Context: an optimization exercise on an open-source flow, tuned for small area. The choices shown serve that exercise and are no tape-out recipe.
Where RTL was checked, it was by simulation tests only, not by an equivalence proof against the original.
Not every run is shown, and edits may drop behaviour that the tests do not exercise.
For run 2, only the layout was checked, not whether the RTL still works.
Power figures rest on the tool's default switching activity, not on a simulated workload.

Fig. 1: run 1, metal 1
Cells faint in the background.
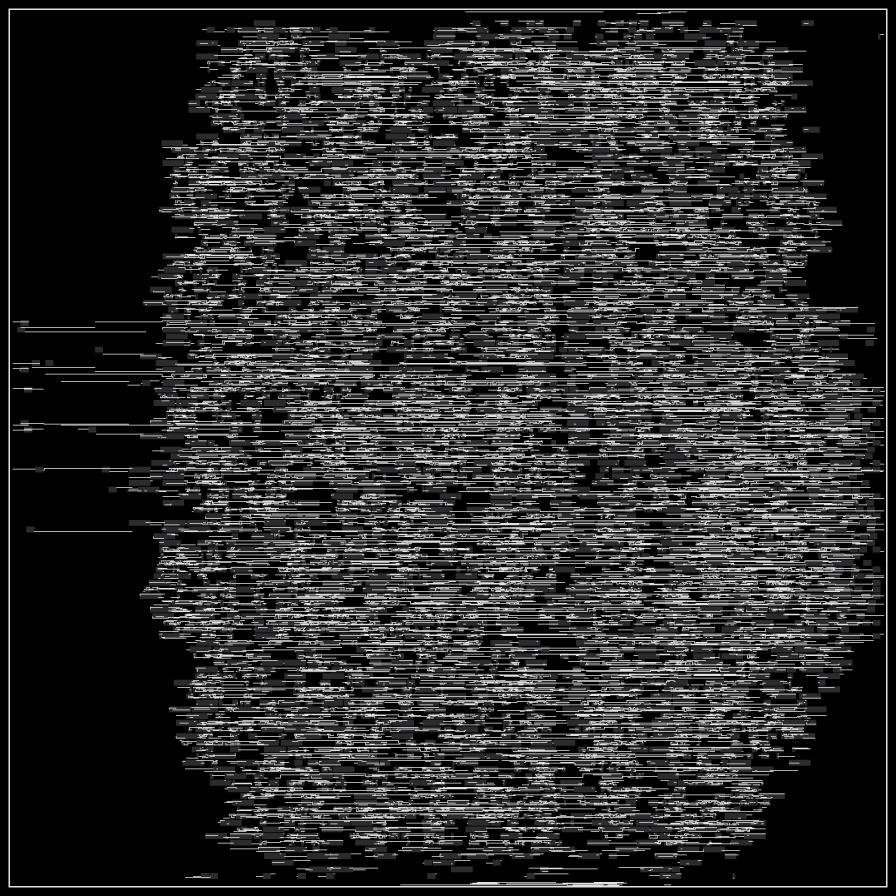
Fig. 2: run 1, met2 routing
Bar = 100 um.
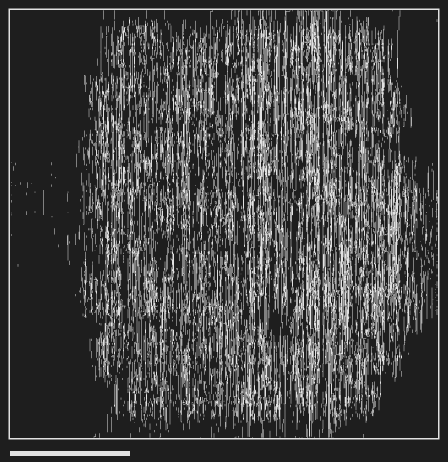
Fig. 3: run 1, signal wires on met3
Bar = 100 um. Cells faint in the background.
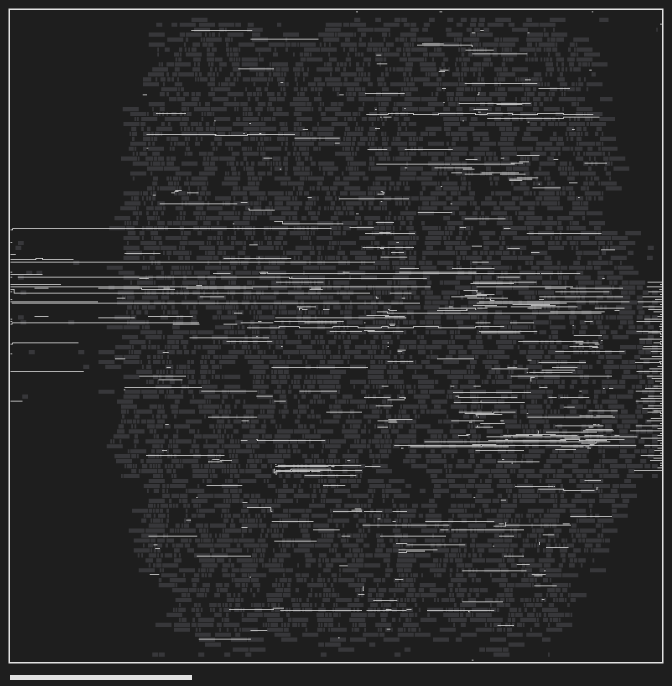
==> design.v <==
module gpio_32_pins (
    input  wire        PCLK,
    input  wire        PRESETn,
    input  wire [31:0] gpio_dir,        
    input  wire [31:0] gpio_out_reg,    
    input  wire [31:0] gpio_in_raw,     
    output wire [31:0] gpio_out,        
    output wire [31:0] gpio_oe,         
    output wire [31:0] sync_gpio_in
);
    assign gpio_oe = gpio_dir;
    assign gpio_out = gpio_out_reg;
    reg [31:0] sync_ff1, sync_ff2;
    always @(posedge PCLK or negedge PRESETn) begin
        if (!PRESETn) begin
            sync_ff1 <= 32'h0;
            sync_ff2 <= 32'h0;
        end else begin
            sync_ff1 <= gpio_in_raw;    
            sync_ff2 <= sync_ff1;       
        end
    end
    assign sync_gpio_in = sync_ff2;
endmodule
module gpio_32_debounce (
    input  wire        PCLK,
    input  wire        PRESETn,
    input  wire [31:0] sync_gpio_in,
    input  wire [15:0] debounce_cfg,
    output reg  [31:0] debounced_gpio_in
);
    reg [15:0] counter [0:31];
    integer i;
    always @(posedge PCLK or negedge PRESETn) begin
        if (!PRESETn) begin
            debounced_gpio_in <= 32'h0000_0000;
            for (i = 0; i < 32; i = i + 1)
                counter[i] <= 16'h0000;
        end else begin
            for (i = 0; i < 32; i = i + 1) begin
                if (debounce_cfg == 16'h0000) begin
                    debounced_gpio_in[i] <= sync_gpio_in[i];
                    counter[i]           <= 16'h0000;
                end
                else begin
                    if (sync_gpio_in[i] == debounced_gpio_in[i]) begin
                        counter[i] <= 16'h0000;
                    end
                    else begin
                        if (counter[i] >= debounce_cfg) begin
                            debounced_gpio_in[i] <= sync_gpio_in[i];
                            counter[i]           <= 16'h0000;
                        end else begin
                            counter[i] <= counter[i] + 16'h0001;
                        end
                    end
                end
            end
        end
    end
endmodule
module gpio_32_interrupts
(
    input  wire         PCLK,
    input  wire         PRESETn,
    input  wire [31:0]  debounced_gpio_in,
    input  wire [31:0]  int_rise_en,
    input  wire [31:0]  int_fall_en,
    input  wire [31:0]  int_level_set,
    input  wire [31:0]  int_status_w1c,
    output reg  [31:0]  int_status,
    output wire         gpio_irq
);
    reg [31:0] debounced_d;
    always @(posedge PCLK or negedge PRESETn) begin
        if (!PRESETn)
            debounced_d <= 32'h0000_0000;
        else
            debounced_d <= debounced_gpio_in;
    end
    wire [31:0] rise_pulse = ~debounced_d &  debounced_gpio_in;
    wire [31:0] fall_pulse =  debounced_d & ~debounced_gpio_in;
    wire [31:0] int_set_from_edges =
        (rise_pulse & int_rise_en) |
        (fall_pulse & int_fall_en);
    wire [31:0] int_set_total = int_set_from_edges | int_level_set;
    always @(posedge PCLK or negedge PRESETn) begin
        if (!PRESETn) begin
            int_status <= 32'h0000_0000;
        end else begin
            int_status <= (int_status | int_set_total) & ~int_status_w1c;
        end
    end
    assign gpio_irq = |int_status;
endmodule
module gpio_32_apb_regs (
    input  wire        PCLK,
    input  wire        PRESETn,
    input  wire        PSEL,
    input  wire        PENABLE,
    input  wire        PWRITE,
    input  wire [7:0]  PADDR,
    input  wire [31:0] PWDATA,
    output reg  [31:0] PRDATA,
    output wire        PREADY,
    output wire        PSLVERR,
    input  wire [31:0] read_gpio_in,      
    input  wire [31:0] read_int_status,   
    output reg  [31:0] gpio_dir,
    output reg  [31:0] gpio_out_reg,
    output reg  [31:0] int_mask,
    output reg  [31:0] int_type,
    output reg  [31:0] int_polarity,
    output reg  [15:0] debounce_cfg,
    output reg  [31:0] int_clear
);
    localparam [7:0] ADDR_GPIO_DIR      = 8'h00;  
    localparam [7:0] ADDR_GPIO_OUT      = 8'h04;  
    localparam [7:0] ADDR_GPIO_IN       = 8'h08;  
    localparam [7:0] ADDR_INT_MASK      = 8'h0C;  
    localparam [7:0] ADDR_INT_STATUS    = 8'h10;  
    localparam [7:0] ADDR_INT_TYPE      = 8'h14;  
    localparam [7:0] ADDR_INT_POLARITY  = 8'h18;  
    localparam [7:0] ADDR_DEBOUNCE_CFG  = 8'h1C;  
    assign PREADY  = 1'b1;    
    assign PSLVERR = 1'b0;    
    wire apb_access = PSEL & PENABLE;
    wire apb_write  = apb_access &  PWRITE;
    wire apb_read   = apb_access & ~PWRITE;
    always @(posedge PCLK or negedge PRESETn) begin
        if (!PRESETn) begin
            gpio_dir      <= 32'h0000_0000;
            gpio_out_reg  <= 32'h0000_0000;
            int_mask      <= 32'h0000_0000;
            int_type      <= 32'h0000_0000;
            int_polarity  <= 32'h0000_0000;
            debounce_cfg  <= 16'h0000;
            int_clear     <= 32'h0000_0000;
        end else begin
            int_clear <= 32'h0000_0000;
            if (apb_write) begin
                case (PADDR)
                    ADDR_GPIO_DIR: begin
                        gpio_dir <= PWDATA;
                    end
                    ADDR_GPIO_OUT: begin
                        gpio_out_reg <= PWDATA;
                    end
                    ADDR_INT_MASK: begin
                        int_mask <= PWDATA;
                    end
                    ADDR_INT_TYPE: begin
                        int_type <= PWDATA;
                    end
                    ADDR_INT_POLARITY: begin
                        int_polarity <= PWDATA;
                    end
                    ADDR_DEBOUNCE_CFG: begin
                        debounce_cfg <= PWDATA[15:0];
                    end
                    ADDR_INT_STATUS: begin
                        int_clear <= PWDATA;
                    end
                    default: begin
                    end
                endcase
            end
        end
    end
    always @(*) begin
        PRDATA = 32'h0000_0000;
        case (PADDR)
            ADDR_GPIO_DIR: begin
                PRDATA = gpio_dir;
            end
            ADDR_GPIO_OUT: begin
                PRDATA = gpio_out_reg;
            end
            ADDR_GPIO_IN: begin
                PRDATA = read_gpio_in;
            end
            ADDR_INT_MASK: begin
                PRDATA = int_mask;
            end
            ADDR_INT_STATUS: begin
                PRDATA = read_int_status;
            end
            ADDR_INT_TYPE: begin
                PRDATA = int_type;
            end
            ADDR_INT_POLARITY: begin
                PRDATA = int_polarity;
            end
            ADDR_DEBOUNCE_CFG: begin
                PRDATA = {16'h0000, debounce_cfg};
            end
            default: begin
                PRDATA = 32'h0000_0000;
            end
        endcase
    end
endmodule
module gpio_32_top (
    input  wire         PCLK,
    input  wire         PRESETn,
    input  wire         PSEL,
    input  wire         PENABLE,
    input  wire         PWRITE,
    input  wire [7:0]   PADDR,
    input  wire [31:0]  PWDATA,
    output wire [31:0]  PRDATA,
    output wire         PREADY,
    output wire         PSLVERR,
    input  wire [31:0]  gpio_in_raw,    
    output wire [31:0]  gpio_out,       
    output wire [31:0]  gpio_oe,        
    output wire         gpio_irq
);
    wire [31:0] gpio_dir;
    wire [31:0] gpio_out_reg;
    wire [31:0] sync_gpio_in;
    wire [31:0] debounced_gpio_in;
    wire [15:0] debounce_cfg;
    wire [31:0] int_mask;
    wire [31:0] int_type;
    wire [31:0] int_polarity;
    wire [31:0] int_clear;    
    wire [31:0] int_status;
    wire [31:0] int_rise_en;
    wire [31:0] int_fall_en;
    wire [31:0] int_status_w1c;
    wire [31:0] int_level_set;  
    gpio_32_pins u_pins (
        .PCLK         (PCLK),
        .PRESETn      (PRESETn),
        .gpio_dir     (gpio_dir),
        .gpio_out_reg (gpio_out_reg),
        .gpio_in_raw  (gpio_in_raw),
        .gpio_out     (gpio_out),
        .gpio_oe      (gpio_oe),
        .sync_gpio_in (sync_gpio_in)
    );
    gpio_32_debounce u_debounce (
        .PCLK              (PCLK),
        .PRESETn           (PRESETn),
        .sync_gpio_in      (sync_gpio_in),
        .debounce_cfg      (debounce_cfg),
        .debounced_gpio_in (debounced_gpio_in)
    );
    gpio_32_apb_regs u_apb_regs (
        .PCLK           (PCLK),
        .PRESETn        (PRESETn),
        .PSEL           (PSEL),
        .PENABLE        (PENABLE),
        .PWRITE         (PWRITE),
        .PADDR          (PADDR),
        .PWDATA         (PWDATA),
        .PRDATA         (PRDATA),
        .PREADY         (PREADY),
        .PSLVERR        (PSLVERR),
        .read_gpio_in   (debounced_gpio_in),
        .read_int_status(int_status),
        .gpio_dir       (gpio_dir),
        .gpio_out_reg   (gpio_out_reg),
        .int_mask       (int_mask),
        .int_type       (int_type),
        .int_polarity   (int_polarity),
        .debounce_cfg   (debounce_cfg),
        .int_clear      (int_clear)
    );
    assign int_rise_en = int_mask & int_type &  int_polarity;
    assign int_fall_en = int_mask & int_type & ~int_polarity;
    wire [31:0] level_high_active = int_mask & ~int_type &  int_polarity  &  debounced_gpio_in;
    wire [31:0] level_low_active  = int_mask & ~int_type & ~int_polarity  & ~debounced_gpio_in;
    assign int_level_set = level_high_active | level_low_active;
    assign int_status_w1c = int_clear;
    gpio_32_interrupts u_interrupts (
        .PCLK              (PCLK),
        .PRESETn           (PRESETn),
        .debounced_gpio_in (debounced_gpio_in),
        .int_rise_en       (int_rise_en),
        .int_fall_en       (int_fall_en),
        .int_level_set     (int_level_set),
        .int_status_w1c    (int_status_w1c),
        .int_status        (int_status),
        .gpio_irq          (gpio_irq)
    );
endmodule
==> run.sh <==
#!/bin/bash
# synth_recipe.tcl (not shown) runs the flow's synth.tcl, then flattens the netlist and writes it again
# the make line also repeats each setting of config.mk as NAME=value (left out here)
make -C /OpenROAD-flow-scripts/flow DESIGN_CONFIG=/design/flow/config.mk WORK_HOME=/design/flow/orfs CLKGATE_MAP_FILE= SYNTH_SCRIPT=/design/flow/synth_recipe.tcl finish
==> config.mk <==
export PLATFORM = sky130hd
export DESIGN_NAME = gpio_32_top
export DESIGN_NICKNAME = gpio_32_top
export VERILOG_FILES = /design/flow/design.v
export SDC_FILE = /design/flow/constraint.sdc
export NUM_CORES = 4
export LEC_CHECK = 0
export CAP_MARGIN = 20
export CORE_MARGIN = 2
export CORE_UTILIZATION = 40
export SLEW_MARGIN = 20
==> constraint.sdc <==
create_clock -name core_clock -period 10.0 [get_ports {PCLK}]
set_input_delay 2.0000 -clock core_clock [delete_from_list [all_inputs] [get_ports {PCLK}]]
set_output_delay 2.0000 -clock core_clock [all_outputs]
set_load 0.01 [all_outputs]
==> results.yml, run 1 <==
worst_setup_path:
  critPathKind: "in2out"
  cp-startpoint: "PADDR[4]"
  path_buf_inv: 2
  cpMostUsedCell: "clkdlybuf4s50_1"
  cp.arrival_ns: 5.69
  crit_slowest_cell: "and3_1"
  reg2reg_to: "u_debounce.counter[30][4]"
  rr_worst_depth: 8
  cp_num_cells: 5
sta:
  finalMaxSlewViolations: 0
  max_freq_mhz: 130
  hold_viol: 0
  rsz0062_at_grt: "false"
  fin_setup_tns_ns: 0
power:
  clockPowerShare_pct: 46.8
  combPwrFrac_pct: 6.8
  switching_share_pct: 24.3
  p_seq_mw: 3.73
  pg_comb_uw: 545
  p_sw_mw: 1.95
  power.internal_mw: 6.08
  pg_clk_mw: 3.76
  vdd_drop_max_mv: 0.123
layout:
  syn_to_final_growth_pct: 13.9
  multi_input_gates: 3720
  most-common-layout-cells: "dfrtp_1, nor2_1, ha_1, xor2_1, nand2_1"
  seq_cells: 880
  largestClassByArea: "multi-input gates"
  multi_input_area_um2: 26900
  signal_buffers: 227
  n_fill_cell: 11600
  design_area_um2: 57000
  regMostFlops: "u_debounce.counter"
  multi_input_area_share_pct: 47.3
  clock_area_share_pct: 5.86
logic_synthesis:
  synth_area_leader_cell: "dfrtp_1"
  ys_ff_latch: 880
  syn_avg_cell_area_um2: 10.4
  synth_fp_nets: 5452
  async_reset_ff_share_pct: 100
  synthAdderAreaFrac_pct: 13.6
  synth-simple-area-share_pct: 18.4
  syn_inst: 4831
  synth_top_family_by_area: "simple AND/OR/NAND/NOR gates"
  yosysTopAreaCellShare_pct: 44.0
  synth_edf_count: 0
  syn_area_um2: 50000
  ys_seq_area_share_pct: 44.0
  synth_area_leaders: "dfrtp_1, ha_1, xor2_1, nor2_1, mux2_2"
placement:
  placed_area_um2: 53600
  placed_cells: 6586
  dpl.hpwl_um: 93000
  place_worst_setup_slack_ns: 2.44
hold_path:
  hp-class: "reg2reg"
  hold_start: "u_pins.sync_ff1[16]"
  whs_endpoint: "u_pins.sync_ff2[16]"
global_route:
  grt_first_pass_wirelength_um: 220000
  track_usage_pct: 22.2
  grt_pass1_vias: 36200
  grt_max_degree: 153
floorplanning:
  die_height_um: 358
  start_util_pct: 40.4
  tap-cell-count: 1637
  ios: 176
  die_w_um: 358
clocking:
  cts.repair.resized: 0
  cts_sinks: 880
  clock_latency_ns: 0.68
  cts_htree_levels: 3
  ctsRootBufferMaster: "clkbuf_16"
run_status:
  status: "no timing/DRC/antenna violations"
run:
  max-cap-violations: 0
route:
  viasPerCell: 5.51
  wire_per_inst_um: 20.9
  drc: 0
-- Fig. 1 (at the start) --
- share of all routed wire: 46%
- longest straight run: 100 um
- nets with wire on the layer: 5294
routed wire length: 141000 um
DR vias: 37300

-- Fig. 2 (at the start) --
- nets with wire on the layer: 4584
- wire length on this layer: 63.8 mm
- main direction: vertical
met2 Usage GRT: 35.2%

-- Fig. 3 (at the start) --
- main direction: horizontal
- wire length on this layer: 8270 um
- share of all routed wire: 5.9%
- longest straight run: 230 um
met3 GRT Util: 3.64%

## Run 2: what changed since run 1
==> design.v (replaced) <==
module gpio_32_top (
    input  wire         PCLK,
    input  wire         PRESETn,
    input  wire         PSEL,
    input  wire         PENABLE,
    input  wire         PWRITE,
    input  wire [7:0]   PADDR,
    input  wire [31:0]  PWDATA,
    output reg  [31:0]  PRDATA,
    output wire         PREADY,
    output wire         PSLVERR,
    input  wire [31:0]  gpio_in_raw,
    output wire [31:0]  gpio_out,
    output wire [31:0]  gpio_oe,
    output wire         gpio_irq
);
    assign PREADY  = 1'b1;
    assign PSLVERR = 1'b0;
    reg [31:0] gpio_dir, gpio_out_reg, int_mask, int_type, int_pol;
    reg [15:0] cfg;
    reg [31:0] sync1, sync2, deb, int_status;
    reg [31:0] prev, int_clear;
    reg [15:0] cnt [0:31];
    assign gpio_out = gpio_out_reg;
    assign gpio_oe  = gpio_dir;
    assign gpio_irq = |int_status;
    wire wr = PSEL & PENABLE & PWRITE;
    always @(posedge PCLK or negedge PRESETn) begin
        if (!PRESETn) begin
            gpio_dir <= 32'h0; gpio_out_reg <= 32'h0; int_mask <= 32'h0;
            int_type <= 32'h0; int_pol <= 32'h0; cfg <= 16'h0;
        end else if (wr) begin
            case (PADDR)
                8'h00: gpio_dir     <= PWDATA;
                8'h04: gpio_out_reg <= PWDATA;
                8'h0C: int_mask     <= PWDATA;
                8'h14: int_type     <= PWDATA;
                8'h18: int_pol      <= PWDATA;
                8'h1C: cfg          <= PWDATA[15:0];
                default: ;
            endcase
        end
    end
    always @(posedge PCLK)
        int_clear <= (wr && PADDR == 8'h10) ? PWDATA : 32'h0;
    always @(*) begin
        case (PADDR)
            8'h00: PRDATA = gpio_dir;
            8'h04: PRDATA = gpio_out_reg;
            8'h08: PRDATA = deb;
            8'h0C: PRDATA = int_mask;
            8'h10: PRDATA = int_status;
            8'h14: PRDATA = int_type;
            8'h18: PRDATA = int_pol;
            8'h1C: PRDATA = {16'h0, cfg};
            default: PRDATA = 32'h0;
        endcase
    end
    always @(posedge PCLK or negedge PRESETn) begin
        if (!PRESETn) begin
            sync1 <= 32'h0; sync2 <= 32'h0;
        end else begin
            sync1 <= gpio_in_raw; sync2 <= sync1;
        end
    end
    reg  [16:0] tref;
    reg  [16:0] stamp_n [0:31];
    always @(posedge PCLK) tref <= tref + 17'h1;
    wire        cfg0 = (cfg == 16'h0);
    wire [16:0] lim = tref + {1'b1, ~cfg};
    integer i;
    reg [31:0] acc, diff;
    reg [16:0] c;
    integer j;
    always @(*)
        for (i = 0; i < 32; i = i + 1) begin
            c[0] = 1'b1;
            for (j = 0; j < 16; j = j + 1)
                c[j+1] = (lim[j] & stamp_n[i][j]) | (lim[j] & c[j]) | (stamp_n[i][j] & c[j]);
            acc[i]  = cfg0 | ~(lim[16] ^ stamp_n[i][16] ^ c[16]);
            diff[i] = sync2[i] ^ deb[i];
        end
    always @(posedge PCLK or negedge PRESETn) begin
        if (!PRESETn)
            deb <= 32'h0;
        else
            deb <= deb ^ (diff & acc);
    end
    always @(posedge PCLK)
        for (i = 0; i < 32; i = i + 1)
            if (!diff[i] || acc[i]) stamp_n[i] <= ~tref;
    always @(posedge PCLK) prev <= deb;
    wire [31:0] set = int_mask & ((int_type & ((int_pol & deb & ~prev) | (~int_pol & ~deb & prev))) |
                                  (~int_type & ~(int_pol ^ deb)));
    always @(posedge PCLK or negedge PRESETn) begin
        if (!PRESETn) int_status <= 32'h0;
        else          int_status <= (int_status | set) & ~int_clear;
    end
endmodule
==> flow/run.sh (new file) <==
#!/bin/bash
# Standard layout, unchanged.
bash standard.sh > standard.log 2>&1
==> standard.sh (new file) <==
#!/bin/bash
# synth_recipe.tcl (not shown) runs the flow's synth.tcl, then flattens the netlist and writes it again
# the make line also repeats each setting of config.mk as NAME=value (left out here)
make -C /OpenROAD-flow-scripts/flow DESIGN_CONFIG=/design/flow/config.mk WORK_HOME=/design/flow/orfs CLKGATE_MAP_FILE= SYNTH_SCRIPT=/design/flow/synth_recipe.tcl "${@:-finish}"
removed: run.sh
Fig. 4: run 2, metal 1
Cells faint in the background.
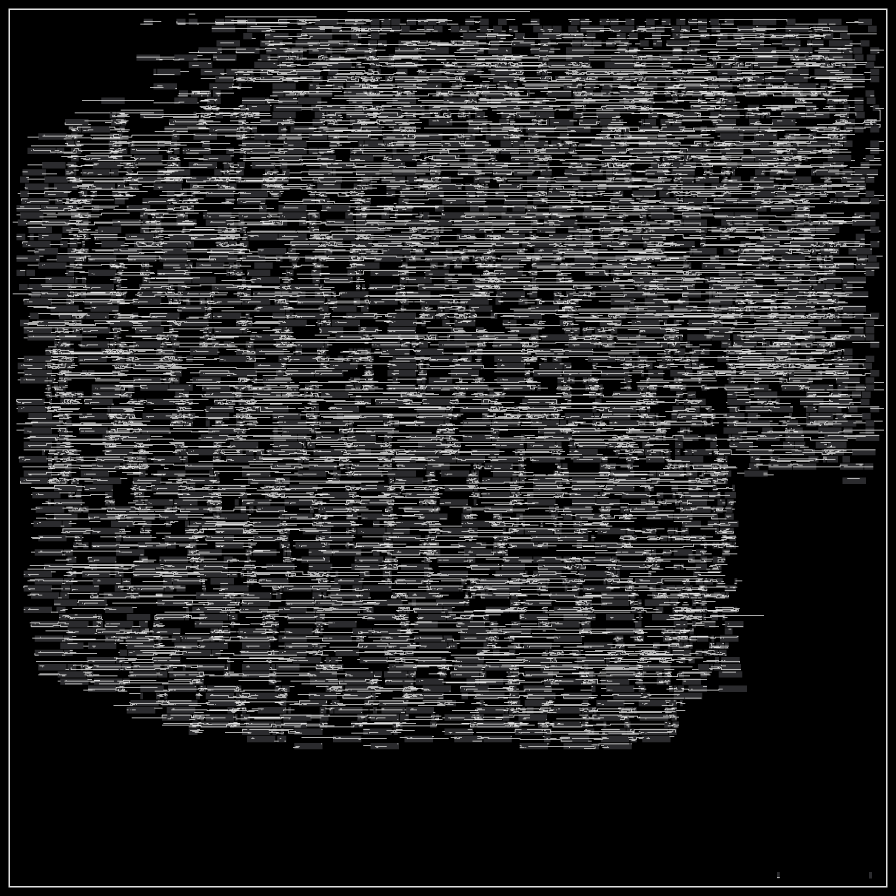
- wire length on this layer: 51.3 mm
- longest straight run: 77.7 um
routed wire length: 117000 um
met1 GRT Util: 27.6%
DR vias: 30200

Fig. 5: run 2, met2 routing
Bar = 100 um.
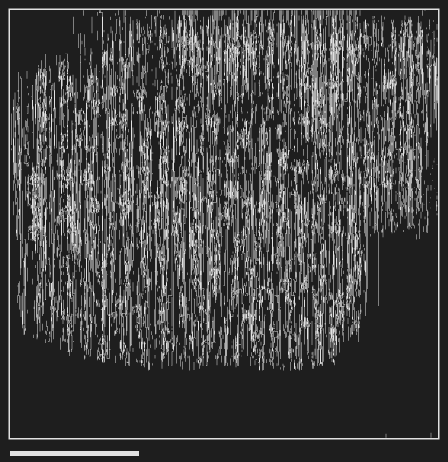
- wire length on this layer: 57.0 mm
- longest straight run: 97.9 um
- nets with wire on the layer: 3257
- main direction: vertical
- share of all routed wire: 49%
met2 Usage GRT: 35.3%

Fig. 6: run 2, the metal 4 layer
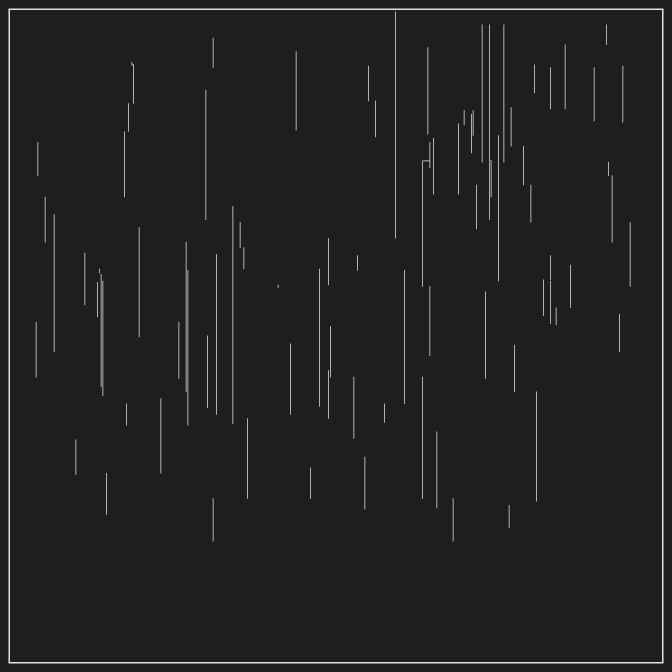
- nets with wire on the layer: 44
- main direction: vertical
- longest straight run: 116 um
- share of all routed wire: 2.5%
- wire length on this layer: 2870 um

Fig. 7: run 2, signal wires on met3
Bar = 100 um. Cells faint in the background.
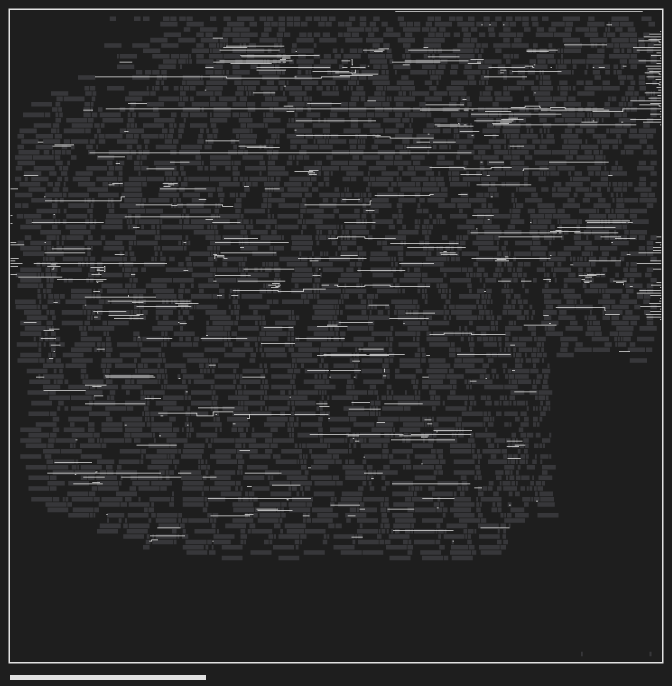
- longest straight run: 227 um
- nets with wire on the layer: 269
- main direction: horizontal
- wire length on this layer: 5660 um
- share of all routed wire: 4.9%
met3 GRT Util: 2.83%

==> results.yml, run 2 <==
logic_synthesis:
  yosysMostFrequentCell: "edfxtp_1"
  async_reset_ff_share_pct: 32.7
  syn_avg_cell_area_um2: 12.3
  syn_inst: 3510
  yosysTopAreaCellShare_pct: 37.9
  synth_edf_count: 544
  synth_area_leader_cell: "edfxtp_1"
  synth_area_leaders: "edfxtp_1, dfrtp_1, mux2_2, dfxtp_1, ha_1"
  ys_seq_area_share_pct: 59.3
  synth_fp_nets: 3669
  synth-simple-area-share_pct: 8.83
  synth_top_family_by_area: "compound AO/OA/AOI/OAI gates"
  synthXorXnorAreaFrac_pct: 2.30
  synthAdderAreaFrac_pct: 4.57
  syn_area_um2: 43100
  ys_ff_latch: 929
worst_setup_path:
  worst-r2r-setup-slack_ns: 3.69
  crit_slowest_cell: "nor2_2"
  cp-startpoint: "PADDR[0]"
  path_buf_inv: 3
  rr_worst_depth: 16
  cp_num_cells: 9
  cp.arrival_ns: 5.69
  cp.required_ns: 8.00
  endpoint: "PRDATA[12]"
  reg2reg_to: "stamp_n[25][0]"
  cpMostUsedCell: "clkdlybuf4s50_1"
layout:
  design_area_um2: 49900
  signal_buffers: 247
  multi_input_area_share_pct: 32.8
  syn_to_final_growth_pct: 15.7
  largestClassByArea: "registers"
  clock_area_share_pct: 6.71
  multi_input_area_um2: 16400
  multi_input_gates: 2237
  final_cells: 5134
  most-common-layout-cells: "edfxtp_1, dfrtp_1, mux2_2, nand2_1, o21ai_0"
  regMostFlops: "stamp_n"
clocking:
  ctsRootBufferMaster: "clkbuf_16"
  cts.repair.resized: 0
  post_cts_buffers: 0
  cts_sinks: 929
  cts_htree_levels: 3
  clock_latency_ns: 0.67
run_status:
  status: "no timing/DRC/antenna violations"
hold_path:
  hold_start: "sync1[13]"
  whs_endpoint: "sync2[13]"
  hp-class: "reg2reg"
global_route:
  grt_max_degree: 156
  track_usage_pct: 20.7
  grt_first_pass_wirelength_um: 177000
  grt_pass1_vias: 29400
route:
  first_iter_violations: 2519
  drc: 0
  wire_per_inst_um: 22.8
  viasPerCell: 5.89
run:
  max-cap-violations: 0
power:
  pg_comb_uw: 712
  p_sw_mw: 2.10
  combPwrFrac_pct: 8.0
  clockPowerShare_pct: 42.5
  switching_share_pct: 23.8
  vdd_drop_max_mv: 0.149
  fin_total_pwr_mw: 8.86
  pg_clk_mw: 3.77
  p_seq_mw: 4.38
  power.internal_mw: 6.75
placement:
  place_worst_setup_slack_ns: 2.38
  dpl.hpwl_um: 76200
  placed_cells: 4955
sta:
  max_freq_mhz: 130
  finalSetupViolCount: 0
  rsz0062_at_grt: "false"
  finalMaxSlewViolations: 0
  finalWorstSetupSlack_ns: 2.31
  fin_setup_tns_ns: 0
  hold_viol: 0
floorplanning:
  ios: 176
  die_height_um: 332
  start_util_pct: 40.3
  tap-cell-count: 1403

[port drivers added, routing unchanged]
No port has a modelled driver above. Below, the same layouts with a new extraction and two added sets of constraints. Step 1 assumes that a clkbuf_16 drives the clock port and a buf_2 every other input. Step 2 adds t to the input delays and takes it off the output delays; t is the mean of the earliest and latest rising clock arrival at the registers after step 1. Input paths then give back, and output paths get back, about the clock's delay inside the block. a / b / c = no drivers / after step 1 / after step 2; a / b = the first two.
| run | t (ns) | setup slack, ns | hold WS [ns] | worst setup path at the end | worst slew at a driven data input, ns |
|---|---|---|---|---|---|
| run 1 | 0.741 | 2.315 / 2.260 / 2.260 | 0.332 / 0.332 / 0.332 | input to output | 0.21 |
| run 2 | 0.722 | 2.306 / 2.283 / 2.283 | 0.345 / 0.345 / 0.345 | input to output | 0.10 |
After both steps every run listed still meets setup and hold. The setup slack of run 1, which loses most, moves by -0.055 ns with the drivers and by -0.055 ns with both steps.
